This is an optimization exercise on Yosys and OpenROAD, whose aim is small area and a short achievable clock period, not a production implementation.
Only simulation tests tie the RTL to the original design; equivalence was not proved.
Not every run is shown, and edits may drop behaviour that the tests do not exercise.
Power is estimated from default activity; no workload was simulated.

--- flow/design.v ---
module mux2_1 (out, i0, i1, s0); 
    input i0, i1; 
    input s0;
    output out;
    reg out;
    always @( s0 or i0 or i1 )
        case ({ s0}) 
        1'b0 : out = i0;
        1'b1 : out = i1;
    endcase
endmodule
module mux4_1 (result, i0, i1, i2, i3, s); 
    input i0, i1, i2, i3; 
    input [1:0] s;
    output result;
    reg result;
    always @( s[0] or s[1] or i0 or i1 or i2 or i3 )
        case ({s[1],s[0]}) 
            2'b00 : result = i0;
            2'b01 : result = i1;
            2'b10 : result = i2;
            2'b11 : result = i3;
    endcase
endmodule
module FAS(sum,carry_out,a,b,carry_in);
    input  a,b,carry_in;
    output sum, carry_out;
    assign sum = (~a & ~b & carry_in) | (~a & b & ~carry_in) | (a & ~b & ~carry_in) | (a & b & carry_in); 
    assign carry_out = (a & b) | (b & carry_in) | (carry_in & a); 
endmodule
module AND(and_out,input1,input2);
    input input1;
    input input2;
    output and_out;
    assign and_out = input1 & input2;
endmodule
module OR(or_out,input1,input2);
    input input1;
    input input2;
    output or_out;
    assign or_out = input1 | input2;
endmodule
module xor_behavioural(y,a,b);
    input a,b;
    output y;
	assign y = (~a & b) | (a & ~b);
endmodule
module ALU (alu_out,alu_carry_out,A,B,alu_carry_in,Operation);
    input A;
    input B;
    input alu_carry_in;
    input [3:0] Operation;
    output reg  alu_out;
    output wire  alu_carry_out;
    wire i0_1,i1_1;
    wire out1;
    assign i0_1 = A;
    assign i1_1 = ~A;
    mux2_1 m1(out1,i0_1,i1_1,Operation[3]);
    wire i0_2,i1_2;
    wire out2;
    assign i0_2 = B;
    assign i1_2 = ~B;
    mux2_1 m2(out2,i0_2,i1_2,Operation[2]);
    wire and1,carry_outt,summ,sum_,carry_out_;
    AND and_1(and1,out1,out2);
    wire or1;
    OR or_1(or1,out1,out2);
    wire sum, carry_out;
    FAS addsub1(sum,carry_out,out1,out2,alu_carry_in);
    assign alu_carry_out = carry_out;
    always @(*)
    begin
        case ({Operation[3], Operation[2],Operation[1],Operation[0]}) 
            4'b0000: alu_out = and1;  
            4'b0001: alu_out = or1;   
            4'b0010: alu_out = sum;   
            4'b0110: alu_out = sum;   
            4'b1101: alu_out = or1;   
            4'b1100: alu_out = and1;  
            4'b0111: alu_out = sum;   
            default: alu_out = 1'b0;
        endcase
    end
endmodule  
module ALU_params(Alu_out,Alu_carry_out,A,B,Alu_carry_in,Operation);
    parameter N = 64;
    input [N-1:0] A,B;
    input Alu_carry_in;
    input [3:0] Operation;
    output [N-1:0] Alu_out;
    output Alu_carry_out;
    genvar i;
    wire [N:0] w;
    assign w[0] = Alu_carry_in;
    assign Alu_carry_out = w[N];
    generate for( i = 0; i< N; i=i+1)
    begin: alu
        ALU alu(.alu_out(Alu_out[i]),.alu_carry_out(w[i+1]),.A(A[i]),.B(B[i]),.alu_carry_in(w[i]),.Operation(Operation));
    end
	 endgenerate
endmodule
module Zero_check(out,in);
    parameter N = 64; 
    input [N-1:0] in;
    output out; 
    assign out = in ? 0:1;
endmodule  
module SLT(out0,in0,coutt,overfg);
    input in0;
    input overfg;
    input coutt;
    wire w_1;
    output wire out0; 
    xor_behavioural xor_gate(w_1,in0,overfg);
    xor_behavioural xor_gate2(out0,w_1,coutt);
endmodule  
module Overflow(flag,a,b,bin,cin,cout,sumout);
    input a,b,bin,cout,cin,sumout;
    output flag;
    assign flag = (cin!=cout)?1:0;
endmodule  
module ALU_CU(operation,fun6,AluOp);
    input [5:0] fun6;
    input [1:0] AluOp;
    output [3:0] operation;
    wire w1,w2;
    OR or2(w1,fun6[3],fun6[0]);
    AND and2(operation[0],w1,AluOp[1]);
    OR or4(operation[1],~fun6[2],~AluOp[1]);
    AND and4(w2,fun6[1],AluOp[1]);
    OR or3(operation[2],w2,AluOp[0]);
    AND and5(operation[3],AluOp[0],~AluOp[0]);
endmodule  
module Control_Unit (instruction6_0,Branch,MemRead,ALUOp,MemToReg,MemWrite,ALUSrc,RegWrite);
    input [6:0] instruction6_0;
    output Branch;  
    output MemRead;
    output MemToReg;
    output [1:0] ALUOp;
    output MemWrite;
    output ALUSrc;
    output RegWrite;
    assign ALUSrc   = ~instruction6_0[6] & ~instruction6_0[5] | ~instruction6_0[6] & ~instruction6_0[4];
    assign RegWrite = ~instruction6_0[6] & ~instruction6_0[5] | ~instruction6_0[6] &  instruction6_0[4];
    assign MemWrite = ~instruction6_0[6] &  instruction6_0[5] | ~instruction6_0[6] &  instruction6_0[4];
    assign MemRead  = ~instruction6_0[6] & ~instruction6_0[5] & ~instruction6_0[4];
    assign Branch   =  instruction6_0[6] &  instruction6_0[5] & ~instruction6_0[4];
    assign ALUOp[1] = ~instruction6_0[6] &  instruction6_0[4];
    assign ALUOp[0] =  instruction6_0[6] &  instruction6_0[5] & ~instruction6_0[4];
    assign MemToReg = (~instruction6_0[6] & instruction6_0[4] | instruction6_0[6] & instruction6_0[5] & ~instruction6_0[4]);     
endmodule  
module mux_2to1_64bit(out, inA, inB, sel);
    output  [63:0] out;
    input   [63:0] inA;
    input   [63:0] inB;
    input          sel;
	reg [63:0]out;
	always@(inA,inB,sel) begin
        if (sel == 0) begin
        out <= inA;
        end
        else begin
        out <= inB;
        end
	end
endmodule  
module FA(sum,carry_out,a,b,carry_in);
    input  a,b,carry_in;
    output sum, carry_out;
    assign sum = (~a & ~b & carry_in) | (~a & b & ~carry_in) | (a & ~b & ~carry_in) | (a & b & carry_in); 
    assign carry_out = (a & b) | (b & carry_in) | (carry_in & a); 
endmodule  
module RCA_param(Sum, carry_out, A, B, carry_in);
    parameter N = 64;
    input  [N-1:0] A,B;
    input  carry_in;
    output  [N-1:0] Sum;
    output  carry_out;
    genvar i;
    wire [N:0] w;
    assign w[0] = carry_in;
    assign carry_out = w[N];
    generate for( i = 0; i< N; i=i+1)
    begin: fa0
        FA fa0(.sum(Sum[i]),.carry_out(w[i+1]),.a(A[i]),.b(B[i]),.carry_in(w[i]));
    end
	 endgenerate
endmodule  
module left_shift_1(out_shifted,inp);
    input [63:0] inp;
    output [63:0] out_shifted;
    assign out_shifted[63:1] = inp[62:0];
    assign out_shifted[0] = 0;
endmodule
module sign_extension(out, in,ExtendSign);
    input   [31:0] in;
	input ExtendSign;
	wire [51:0] ext;
    wire [6:0] Opc;
	assign Opc = in[6:0];
    output  [63:0] out;
	reg [63:0] out;
    always@(in or Opc or ExtendSign)
	 begin
		out = 64'h0000000000000000;
	 	if(Opc == 7'b0010011 || Opc == 7'b0000011 ) begin
			if (ExtendSign == 1) begin
				out = {52'hfffffffffffff , in[31:20]};
			end 
			else begin
				out = {52'h0000000000000 , in[31:20]};
			end
		end
	 	if(Opc == 7'b1100011) begin
			if (ExtendSign == 1) begin
				out = {52'hfffffffffffff , in[31],in[7],in[30:25],in[11:8]};
			end 
			else begin
				out = {52'h0000000000000 , in[31],in[7],in[30:25],in[11:8]};
			end
		end
	 	if(Opc == 7'b0100011) begin
			if (ExtendSign == 1) begin
				out = {52'hfffffffffffff , in[31:25],in[11:7]};
			end 
			else begin
				out = {52'h0000000000000 , in[31:25],in[11:7]};
			end
		end
	end
endmodule   
module getreg(inp,rs1,rs2,rd);
	input [31:0] inp;
	output reg [4:0] rs1,rs2,rd;
	wire [6:0] Opc;
	assign Opc = inp[6:0];
	always@(inp or Opc)
	begin
		rs1 = {inp[19:15]};
		rs2 = {inp[24:20]};
		rd  = {inp[11:7]};
	 	if(Opc == 7'b0110011 ) begin
			rs1 = {inp[19:15]};
			rs2 = {inp[24:20]};  
			rd  = {inp[11:7]}; 
		end
	 	if(Opc == 7'b0010011 || Opc == 7'b0000011 ) begin
			rs1 = {inp[19:15]};
			rs2 = {inp[24:20]};  
			rd  = {inp[11:7]}; 
		end
	 	if(Opc == 7'b1100011) begin
			rs1 = {inp[19:15]};
			rs2 = {inp[24:20]};
			rd  = {inp[19:15]};  
		end
	 	if(Opc == 7'b0100011) begin
			rs1 = {inp[19:15]};
			rs2 = {inp[24:20]};  
			rd  = {inp[11:7] }; 
		end
	end
endmodule  
module PCAdderr(PCResultT, PCAddResultT);
    input [63:0]  PCResultT;
    output reg [63:0]  PCAddResultT;
    always @(PCResultT)
    begin
    	PCAddResultT <= PCResultT + 64'h0000000000000004;
    end
endmodule  
module ProgramCounterr(PCNextt, PCResultt, Resett, Clkk,PCWritee);
	input [63:0] PCNextt;
	input Resett, Clkk,PCWritee;
	output reg [63:0]  PCResultt;
    always @(posedge Clkk)
    begin
    	if (Resett == 1)
    	begin
    		PCResultt <= 64'h0000000000000000;
    	end
    	else
    	begin
			if (PCWritee == 1) begin
				PCResultt <= PCNextt;
			end
    	end
    end
endmodule  
module RegisterFile(ReadRegister1, ReadRegister2, WriteRegister, WriteData, RegWrite, Clk, ReadData1, ReadData2);
	input [4:0] ReadRegister1,ReadRegister2,WriteRegister;
	input [63:0] WriteData;
	input RegWrite,Clk;
	output reg [63:0] ReadData1,ReadData2;
	reg [63:0] Registers [0:31];
	always @(posedge Clk)
	begin
		if (RegWrite == 1) 
		begin
			Registers[WriteRegister] <= WriteData;
		end
	end
	always @(negedge Clk)
	begin
		ReadData1 <= Registers[ReadRegister1];
		ReadData2 <= Registers[ReadRegister2];
	end
endmodule
module Fun6_OP(inst31,inst14_12,fun6);
	input inst31;
	input [2:0] inst14_12;
	output [5:0] fun6;
	reg [5:0] fun6;
	always @(inst31,inst14_12) 
	begin
		fun6 <= {2'b00,inst14_12[2:1],inst31,inst14_12[0]};
	end
endmodule  
module Datapath(Clk,Instruction,zero,PCNow,PCNext4,Reset,NewPC,Jump,PCWrite,writedataa,readdata1,readdata2,
	DMemAddress,DMemWrite,DMemRead,DMemReadData);
    input Clk;
	input Reset,Jump,PCWrite;
	input [63:0] NewPC;
    output [63:0] writedataa,readdata1,readdata2;
	output [63:0] PCNext4,PCNow;
	input wire [31:0] Instruction;
	output zero;
	output [63:0] DMemAddress;
	output DMemWrite,DMemRead;
	input [31:0] DMemReadData;
    wire [63:0] PCAdderOut,PCNext,PCOut;
    wire [63:0] new_pc_out;
    wire [1:0] ALU_Op;
    wire RegWrite, ALUSrc, MemWrite, MemRead, MemToReg;
    PCAdderr pcadder(PCOut,PCAdderOut);
	ProgramCounterr PCounterr(PCNext,PCOut,Reset,Clk,PCWrite);
	mux_2to1_64bit JumpOrPCNext4Mux(PCNext,new_pc_out,NewPC,Jump); 
	assign PCNow = PCOut;
	assign PCNext4 = PCAdderOut;
	wire branch;
	Control_Unit Main_CU(Instruction[6:0],branch,MemRead,ALU_Op,MemToReg,MemWrite,ALUSrc,RegWrite);
	wire [4:0] rss1, rss2, rdd;
	getreg GR(Instruction[31:0],rss1,rss2,rdd);
    RegisterFile RF(rss1,rss2,rdd,writedataa,RegWrite,Clk,readdata1,readdata2);
    wire [63:0] sign_extended;
    sign_extension SE(sign_extended, Instruction[31:0], Instruction[31]);
	wire [5:0] fun6_ALU_CU;
	Fun6_OP F6(Instruction[30],Instruction[14:12],fun6_ALU_CU);
    wire [3:0] Operation;
	ALU_CU alucu(Operation,fun6_ALU_CU,ALU_Op);
    wire [63:0] mux_out;
    mux_2to1_64bit mx21_64(mux_out,readdata2,sign_extended,ALUSrc);
	wire Alu_carry_out;
    wire [63:0] ALU_result;
    wire cin;
    assign cin = Operation[2];
    ALU_params AP(ALU_result,Alu_carry_out,readdata1,mux_out,cin,Operation);
	Zero_check ZC(zero,ALU_result);
    wire [63:0] readdata3;
    wire [1:0] bhw;
    assign bhw = 2;
    assign DMemAddress = ALU_result;
    assign DMemWrite = MemWrite;
    assign DMemRead = MemRead;
    assign readdata3 = MemRead ? {32'h00000000, DMemReadData} : 64'h0000000000000000;
    wire [63:0] mux_out_mr;
    mux_2to1_64bit MtoREg(mux_out_mr,readdata3,ALU_result,MemToReg);
    assign writedataa = mux_out_mr;
    wire [63:0] shifted_by_1;
    left_shift_1 LS1(shifted_by_1,sign_extended);
    wire [63:0] rca_out;
    wire carryin,carryout;
    assign carryin = 0;
    RCA_param ADDER_NPC(rca_out,carryout,PCOut,shifted_by_1,carryin);
	wire PCSrc;
	AND and_near_pcsrc(PCSrc,zero,branch);
    mux_2to1_64bit near_npc(new_pc_out,PCAdderOut,rca_out,PCSrc);
endmodule  
--- flow/run.sh ---
#!/bin/bash
# synth_recipe.tcl (not shown) runs the flow's synth.tcl, then flattens the netlist and writes it again
# the make line also repeats each setting of config.mk as NAME=value (left out here)
make -C /OpenROAD-flow-scripts/flow DESIGN_CONFIG=/design/flow/config.mk WORK_HOME=/design/flow/orfs CLKGATE_MAP_FILE= SYNTH_SCRIPT=/design/flow/synth_recipe.tcl finish
--- flow/config.mk ---
export PLATFORM = sky130hd
export DESIGN_NAME = Datapath
export DESIGN_NICKNAME = Datapath
export VERILOG_FILES = /design/flow/design.v
export SDC_FILE = /design/flow/constraint.sdc
export NUM_CORES = 4
export LEC_CHECK = 0
export CAP_MARGIN = 20
export CORE_MARGIN = 2
export CORE_UTILIZATION = 45
export SLEW_MARGIN = 20
--- flow/constraint.sdc ---
create_clock -name core_clock -period 90.0 [get_ports {Clk}]
set_input_delay 18.0000 -clock core_clock [delete_from_list [all_inputs] [get_ports {Clk}]]
set_output_delay 18.0000 -clock core_clock [all_outputs]
set_load 0.01 [all_outputs]
**Run 1: cell outlines without signal wires**

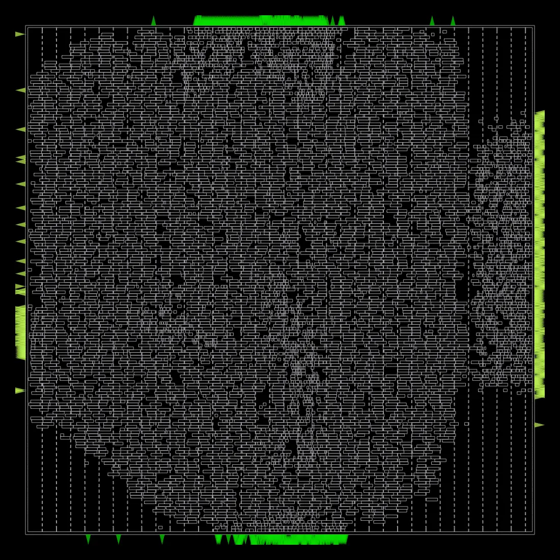
site row count: 180
Seq/total area: 52.07%
Final Non-Filler Cells: 9,383

**Run 1: wiring by layer**

The bar under the picture is 100 um long.
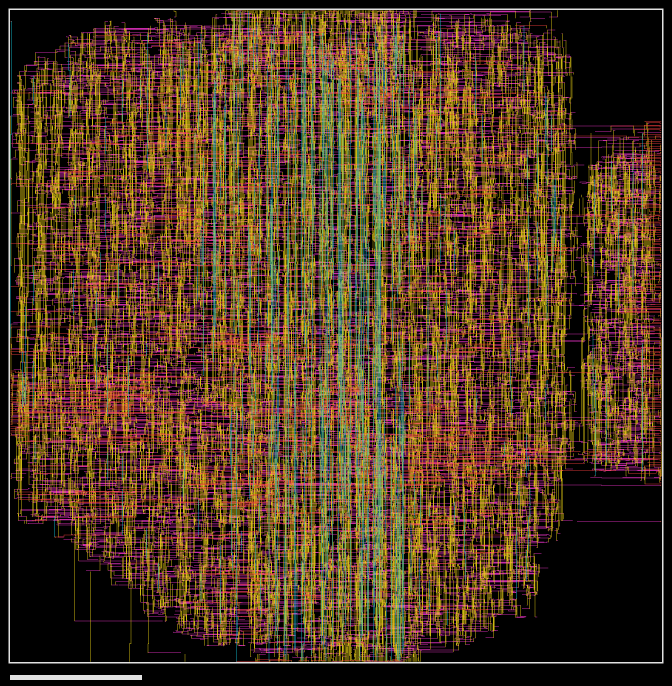
cyan -> met4  # wire length 25.4 mm
yellow -> met2  # wire length 182 mm
magenta -> met1  # wire length 135 mm
red -> met3  # wire length 32.1 mm

**Run 1: full-chip view from the flow's report step**

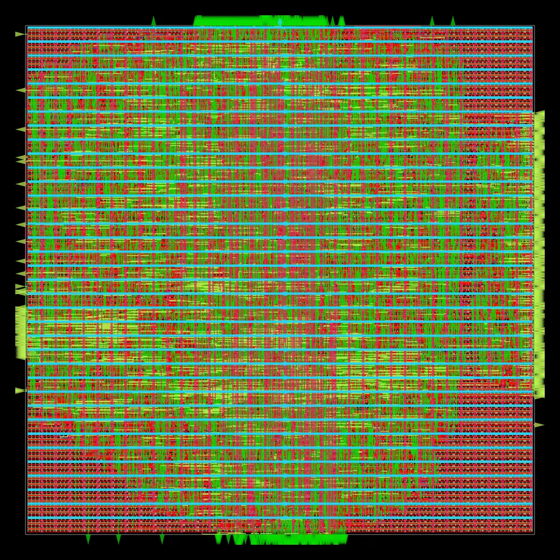
final wirelength: 375.2 mm
post-layout util: 52.32%
fin area: 0.1255 mm^2
die area: 0.2444 mm^2

==> impl_metrics.py, run 1 <==
metrics = {
    "clocking": {
        "clk-insertion-delay-late_ns": 0.91,
        "cts.sinks": 2240,
        "cts-root-buf": "clkbuf_16",
    },
    "sta": {
        "finalHoldViolations": 0,
        "finalSetupViolCount": 0,
    },
    "outcome": {
        "outcome": "complete, no violations",
    },
    "worst_setup_path": {
        "critPathKind": "flip-flop to primary output",
        "reg2reg_depth": 81,
        "critPathMostFrequentCell": "fa_2",
        "worst-path-buf-inv": 5,
        "worst_path_dominant_cell_family": "adder cells",
        "required_ns": 72.00,
        "cp.depth": 76,
        "end_kind": "primary output",
    },
    "synthesis": {
        "synth.cell_area_mm2": 0.1082,
        "async_reset_ff_share_pct": 0,
        "syn_avg_cell_area_um2": 19.81,
        "synth_simple_gate_area_share_pct": 2.031,
        "syn_inst": 5461,
        "yosysSeqAreaShare_pct": 60.39,
        "synthTopCellsByCount": "2,048 x edfxtp_1, 1,280 x mux4_2, 283 x clkbuf_1, 198 x buf_4, 192 x dfxtp_1",
        "synth_top_area_share_pct": 56.84,
        "synth_area_leaders": "edfxtp_1 57%, mux4_2 27%, dfxtp_1 3.6%",
        "synth_area_leader_cell": "edfxtp_1",
    },
    "global_route": {
        "met1_usage_pct": 39.06,
        "grt_pass1_wl_mm": 517.5,
        "top_usage_layer": "met2",
        "grt_pass1_vias": 63310,
    },
    "placement": {
        "numPortBuffers": 518,
    },
    "power_and_ir_drop": {
        "power_mw": 2.736,
        "sw_frac_of_total_pct": 27.85,
        "p_seq_mw": 1.23,
        "pwr-share-comb_pct": 18.1,
        "clk-power_mw": 1.01,
        "ir_drop_v": 0.00001739,
    },
    "drt": {
        "drt_first_iter_violations": 7877,
        "wl_met1_mm": 135.4,
        "antenna_left": 0,
        "dr_wl_met2_mm": 182.3,
    },
    "cells_and_area": {
        "multi_input_area_mm2": 0.04031,
        "layout_commonest_cell": "edfxtp_1",
        "final_nets": 6243,
        "buf_share_pct": 5.858,
        "largest_register": "RF.Registers",
        "nClkBuffers": 291,
        "syn2layout_area_growth_pct": 16.00,
        "largestClassByArea": "sequential cells",
        "seq_cell_count": 2240,
        "register_area_mm2": 0.06534,
    },
    "floorplan": {
        "start_util_pct": 45.11,
        "tap_cells": 3185,
        "core-area_mm2": 0.2399,
    },
    "hold_path": {
        "hold_end": "PCounterr.PCResultt[0]$_SDFFE_PP0P_",
    },
}
**Run 1: ports around the boundary**

Pins as bars across the die edge, other pins in gray.
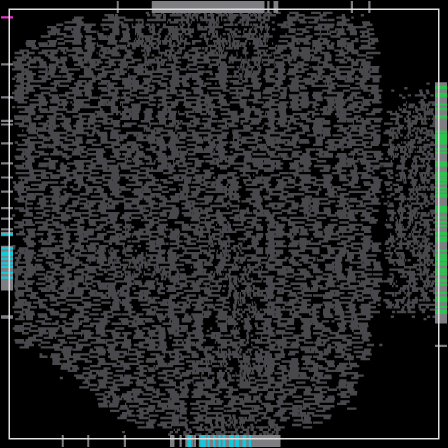

--- run 2: outline of the changes from run 1 ---
flow/design.v: 379 -> 1733 lines; modules unchanged: 0
  c_aoi21: new, 3 lines
  c_oai21: new, 3 lines
  c_nand2: new, 3 lines
  c_nor2: new, 3 lines
  c_inv: new, 3 lines
  c_xor2: new, 3 lines
  c_xnor2: new, 3 lines
  alu_front: new, 9 lines
  alu_front0: new, 8 lines
  alu_and64: new, 3 lines
  ALU: edited, 38 -> 1550 lines
  ALU_CU: edited, 12 -> 9 lines
  Control_Unit: edited, 18 -> 14 lines
  c_aoi222: new, 3 lines
  c_aoi22: new, 3 lines
  c_nand4: new, 3 lines
  c_nand3: new, 3 lines
  c_or3: new, 3 lines
  rdmux: new, 13 lines
  wdbit: new, 3 lines
  pc_add: new, 18 lines
  Datapath: edited, 60 -> 70 lines
  removed: mux2_1, mux4_1, FAS, AND, OR, xor_behavioural, ALU_params, Zero_check, SLT, Overflow, mux_2to1_64bit, FA, RCA_param, left_shift_1, sign_extension, getreg, PCAdderr, ProgramCounterr, RegisterFile, Fun6_OP
==> module Control_Unit as of run 2 <==
module Control_Unit (instruction6_0,Branch,MemRead,ALUOp,MemToReg,MemWrite,ALUSrc,RegWrite);
    input  [6:0] instruction6_0;
    output Branch, MemRead, MemToReg, MemWrite, ALUSrc, RegWrite;
    output [1:0] ALUOp;
    wire i6 = instruction6_0[6], i5 = instruction6_0[5], i4 = instruction6_0[4];
    assign ALUSrc   = ~i6 & ~i5 | ~i6 & ~i4;
    assign RegWrite = ~i6 & ~i5 | ~i6 &  i4;
    assign MemWrite = ~i6 &  i5 | ~i6 &  i4;
    assign MemRead  = ~i6 & ~i5 & ~i4;
    assign Branch   =  i6 &  i5 & ~i4;
    assign ALUOp[1] = ~i6 &  i4;
    assign ALUOp[0] =  i6 &  i5 & ~i4;
    assign MemToReg = ~i6 & i4 | i6 & i5 & ~i4;
endmodule
==> module pc_add as of run 2 <==
module pc_add(output [63:0] pc4, output [63:0] pcbr, input [63:0] pc, input [11:0] imm12, input immsign);
    wire [64:2] ci;
    assign ci[2] = 1'b1;
    genvar i;
    generate for (i = 2; i < 64; i = i + 1) begin : inc
        assign pc4[i]  = pc[i] ^ ci[i];
        assign ci[i+1] = pc[i] & ci[i];
    end endgenerate
    assign pc4[1:0] = pc[1:0];
    wire [63:0] off = {{51{immsign}}, imm12, 1'b0};
    wire [64:1] cb;
    assign cb[1] = 1'b0;
    assign pcbr[0] = pc[0];
    generate for (i = 1; i < 64; i = i + 1) begin : badd
        assign pcbr[i]  = pc[i] ^ off[i] ^ cb[i];
        assign cb[i+1]  = (pc[i] & off[i]) | (cb[i] & (pc[i] ^ off[i]));
    end endgenerate
endmodule
==> module c_inv as of run 2 <==
module c_inv(output y, input a);
    assign y = ~a;
endmodule
==> module ALU_CU as of run 2 <==
module ALU_CU(operation, f3, b30, AluOp);
    input  [2:0] f3;
    input        b30;
    input  [1:0] AluOp;
    output [2:0] operation;
    assign operation[0] = (f3[2] | f3[0]) & AluOp[1];
    assign operation[1] = ~f3[1] | ~AluOp[1];
    assign operation[2] = (b30 & AluOp[1]) | AluOp[0];
endmodule
==> module c_aoi222 as of run 2 <==
module c_aoi222(output y, input a1, a2, b1, b2, c1, c2);
    assign y = ~((a1 & a2) | (b1 & b2) | (c1 & c2));
endmodule
==> module rdmux as of run 2 <==
module rdmux(output y, input [31:0] s, input [31:0] r);
    wire [10:0] g;
    genvar k;
    generate for (k = 0; k < 10; k = k + 1) begin : grp
        c_aoi222 u(g[k], s[3*k], r[3*k], s[3*k+1], r[3*k+1], s[3*k+2], r[3*k+2]);
    end endgenerate
    c_aoi22 u10(g[10], s[30], r[30], s[31], r[31]);
    wire h0, h1, h2;
    c_nand4 n0(h0, g[0], g[1], g[2], g[3]);
    c_nand4 n1(h1, g[4], g[5], g[6], g[7]);
    c_nand3 n2(h2, g[8], g[9], g[10]);
    c_or3 o(y, h0, h1, h2);
endmodule
==> module c_xnor2 as of run 2 <==
module c_xnor2(output y, input a, b);
    assign y = ~(a ^ b);
endmodule
==> module c_or3 as of run 2 <==
module c_or3(output y, input a, b, c);
    assign y = a | b | c;
endmodule
==> module alu_front as of run 2 <==
module alu_front(output gn, pn, pp, k, input a, r, im, src, sub, ss, sa, so);
    wire bsel = src ? im : r;
    wire b    = bsel ^ sub;
    assign gn = ~(a & b & ss);
    assign pn = ~(a ^ b);
    wire lg   = (sa & a & bsel) | (so & (a | bsel));
    assign pp = ss ? (a ^ b) : lg;
    assign k  = ss & (a | b);
endmodule
==> module c_aoi22 as of run 2 <==
module c_aoi22(output y, input a1, a2, b1, b2);
    assign y = ~((a1 & a2) | (b1 & b2));
endmodule
==> module c_aoi21 as of run 2 <==
module c_aoi21(output y, input a1, a2, b1);
    assign y = ~((a1 & a2) | b1);
endmodule
==> module c_nand4 as of run 2 <==
module c_nand4(output y, input a, b, c, d);
    assign y = ~(a & b & c & d);
endmodule
==> module c_nand3 as of run 2 <==
module c_nand3(output y, input a, b, c);
    assign y = ~(a & b & c);
endmodule
==> module alu_front0 as of run 2 <==
module alu_front0(output gn, pp, k, input a, r, im, src, sub, ss, sa, so);
    wire bsel = src ? im : r;
    wire b    = bsel ^ sub;
    assign gn = ~(ss & ((a & b) | ((a ^ b) & sub)));
    wire lg   = (sa & a & bsel) | (so & (a | bsel));
    assign pp = ss ? (a ^ b) : lg;
    assign k  = ss & (a | b);
endmodule
==> module alu_and64 as of run 2 <==
module alu_and64(output y, input [63:0] z);
    assign y = &z;
endmodule
==> module wdbit as of run 2 <==
module wdbit(output y, input res, m2r, mr, d);
    assign y = m2r ? res : (mr & d);
endmodule
==> module Datapath as of run 2 <==
module Datapath(Clk,Instruction,zero,PCNow,PCNext4,Reset,NewPC,Jump,PCWrite,writedataa,readdata1,readdata2,
	DMemAddress,DMemWrite,DMemRead,DMemReadData);
    input         Clk;
    input         Reset, Jump, PCWrite;
    input  [63:0] NewPC;
    output [63:0] writedataa, readdata1, readdata2;
    output [63:0] PCNext4, PCNow;
    input  [31:0] Instruction;
    output        zero;
    output [63:0] DMemAddress;
    output        DMemWrite, DMemRead;
    input  [31:0] DMemReadData;
    wire [6:0] opc = Instruction[6:0];
    wire [4:0] rs1 = Instruction[19:15];
    wire [4:0] rs2 = Instruction[24:20];
    wire [4:0] rd  = Instruction[11:7];
    wire Branch, MemRead, MemToReg, MemWrite, ALUSrc, RegWrite;
    wire [1:0] ALUOp;
    Control_Unit cu(opc, Branch, MemRead, ALUOp, MemToReg, MemWrite, ALUSrc, RegWrite);
    wire [2:0] Operation;
    ALU_CU alucu(Operation, Instruction[14:12], Instruction[30], ALUOp);
    wire sub     = Operation[2];
    wire sel_sum = Operation[1] & (Operation[2] | ~Operation[0]);
    wire sel_and = ~Operation[2] & ~Operation[1] & ~Operation[0];
    wire sel_or  = ~Operation[2] & ~Operation[1] &  Operation[0];
    wire isI = (opc == 7'b0010011) | (opc == 7'b0000011);
    wire isB = (opc == 7'b1100011);
    wire isS = (opc == 7'b0100011);
    wire [11:0] imm12 = isB ? {Instruction[31], Instruction[7], Instruction[30:25], Instruction[11:8]} :
                        isS ? {Instruction[31:25], Instruction[11:7]} :
                        isI ? Instruction[31:20] : 12'd0;
    wire immsign = (isI | isB | isS) & Instruction[31];
    wire [63:0] imm = {{52{immsign}}, imm12};
    wire [63:0] wd_rf;
    reg [63:0] rf [0:31];
    always @(posedge Clk)
        if (RegWrite) rf[rd] <= wd_rf;
    wire [31:0] s1, s2;
    genvar k, b;
    generate for (k = 0; k < 32; k = k + 1) begin : dec
        assign s1[k] = rs1 == k;
        assign s2[k] = rs2 == k;
    end endgenerate
    generate for (b = 0; b < 64; b = b + 1) begin : rbit
        wire [31:0] col;
        for (k = 0; k < 32; k = k + 1) begin : c
            assign col[k] = rf[k][b];
        end
        rdmux m1(readdata1[b], s1, col);
        rdmux m2(readdata2[b], s2, col);
    end endgenerate
    wire [63:0] alu_res;
    ALU alu(alu_res, zero, readdata1, readdata2, imm, ALUSrc, sub, sel_sum, sel_and, sel_or);
    assign DMemAddress = alu_res;
    assign DMemWrite   = MemWrite;
    assign DMemRead    = MemRead;
    wire [63:0] dm = {32'd0, DMemReadData};
    generate for (b = 0; b < 64; b = b + 1) begin : wdb
        wdbit wp(writedataa[b], alu_res[b], MemToReg, MemRead, dm[b]);
        wdbit wr(wd_rf[b],      alu_res[b], MemToReg, MemRead, dm[b]);
    end endgenerate
    reg  [63:0] pc;
    wire [63:0] pcbr;
    assign PCNow = pc;
    pc_add pca(PCNext4, pcbr, pc, imm[11:0], immsign);
    wire [63:0] pcn = Jump ? NewPC : ((zero & Branch) ? pcbr : PCNext4);
    always @(posedge Clk)
        if (Reset) pc <= 64'd0;
        else if (PCWrite) pc <= pcn;
endmodule
==> module c_oai21 as of run 2 <==
module c_oai21(output y, input a1, a2, b1);
    assign y = ~((a1 | a2) & b1);
endmodule
==> module c_nor2 as of run 2 <==
module c_nor2(output y, input a, b);
    assign y = ~(a | b);
endmodule
==> module c_xor2 as of run 2 <==
module c_xor2(output y, input a, b);
    assign y = a ^ b;
endmodule
==> module c_nand2 as of run 2 <==
module c_nand2(output y, input a, b);
    assign y = ~(a & b);
endmodule
--- a/flow/config.mk
+++ b/flow/config.mk
@@ -10,2 +10,3 @@
 export CORE_UTILIZATION = 45
 export SLEW_MARGIN = 20
+export SYNTH_HIERARCHICAL = 1
**Run 2: ports around the boundary**

Pins as bars across the die edge, other pins in gray.
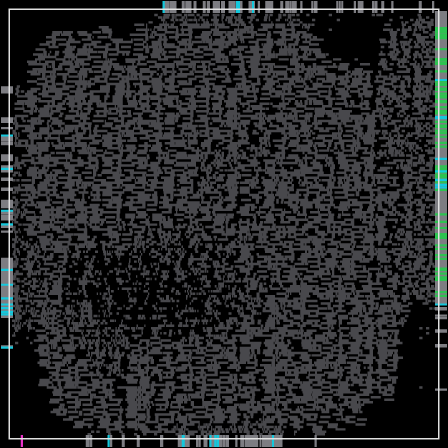
green -> `PCNext4`  # pins 64, direction output, edge right
cyan -> `DMemReadData`  # pins 32, direction input, edge 12 left, 9 right, 7 bottom, 4 top
magenta -> `Clk`  # pins 1, direction input, edge bottom
all pins by edge = 247 right, 98 left, 87 bottom, 87 top

**Run 2: wire density map**

24 x 24 tiles, from dark purple (low) to yellow (high), scaled to the fullest tile. Values are wire area over tile area, all layers added.
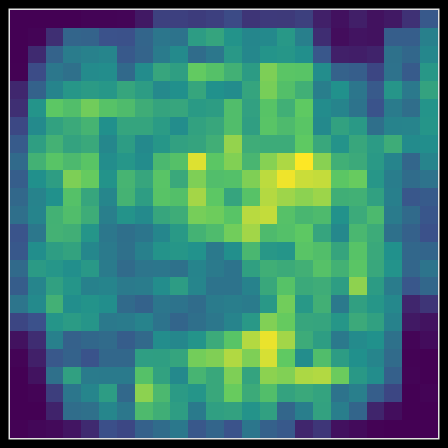
nearly empty tiles = 5.4%
mean over tiles = 0.38
fullest tile = 0.81

**Run 2: cell outlines without signal wires**

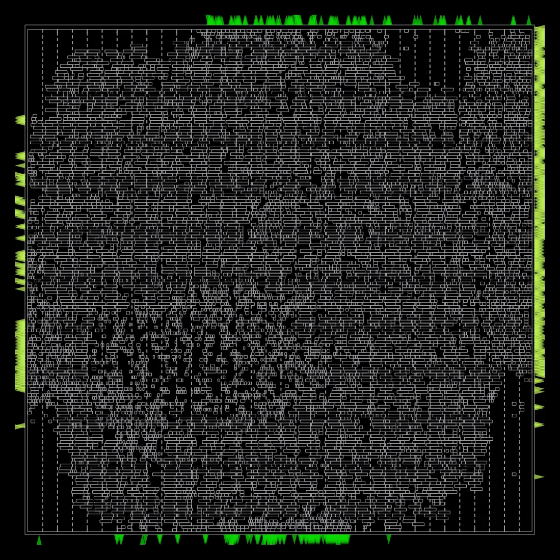
Seq/total area: 53.45%
Core Box Area: 0.2174 mm^2
Final Non-Filler Cells: 10,800
site row count: 171
FF+latch count: 2,112

==> run 2 against run 1 <==
Clock-buffer cell count decreased by 24. Critical path depth down 49. Setup slack improved by 44 ns. Largest cell class unchanged.
==> impl_metrics.py, run 2 <==
metrics = {
    "cells_and_area": {
        "fin_area_mm2": 0.1174,
        "register_area_mm2": 0.06278,
        "final_nets": 8120,
        "layout_commonest_cell": "edfxtp_1",
        "largest_register": "rf",
        "buf_share_pct": 6.420,
        "nClkBuffers": 267,
        "syn2layout_area_growth_pct": 19.19,
        "final_core_util_pct": 54.03,
        "largestClassByArea": "sequential cells",
    },
    "global_route": {
        "met1_usage_pct": 50.58,
        "grt_pass1_wl_mm": 619.2,
        "grt_pass1_vias": 77380,
    },
    "drt": {
        "wl_met1_mm": 158.8,
        "dr_wl_met2_mm": 193.8,
    },
    "clocking": {
        "cts.sinks": 2112,
        "cts-root-buf": "clkbuf_16",
    },
    "synthesis": {
        "syn_avg_cell_area_um2": 14.68,
        "synth.cell_area_mm2": 0.09854,
    },
    "floorplan": {
        "tap_cells": 2854,
    },
    "worst_setup_path": {
        "end_kind": "primary output",
        "reg2reg_depth": 66,
        "worst-path-buf-inv": 8,
        "cp.depth": 27,
    },
    "power_and_ir_drop": {
        "pwr-share-comb_pct": 21.8,
        "clk-power_mw": 0.900,
        "sw_frac_of_total_pct": 30.79,
        "ir_drop_v": 0.00001672,
    },
    "hold_path": {
        "hold_end": "pc[63]$_SDFFE_PP0P_",
    },
    "sta": {
        "finalSetupViolCount": 0,
        "finalHoldViolations": 0,
    },
    "outcome": {
        "outcome": "complete, no violations",
    },
    "placement": {
        "numPortBuffers": 518,
    },
}

## afterwards: timing with drivers on the ports
No port has a modelled driver above. Below, the same layout with a new extraction and two added sets of constraints. Step 1 assumes that a clkbuf_16 drives the clock port and a buf_2 every other input. Step 2 times the ports against the registers' clock, not the clock port: input delays grow and output delays shrink by t, the midpoint of the rising clock arrivals with the driver on. a / b / c = ideal ports / drivers / drivers and shift; a / b = the first two.
run: run 2
t (ns): 0.984
setup WS [ns]: 44.596 / 44.505 / 44.429
worst data-port slew with drivers (ns): 0.24
After both steps run 2 still meets setup and hold. For run 2, drivers alone change the setup slack by -0.091 ns; drivers and shift together by -0.167 ns.
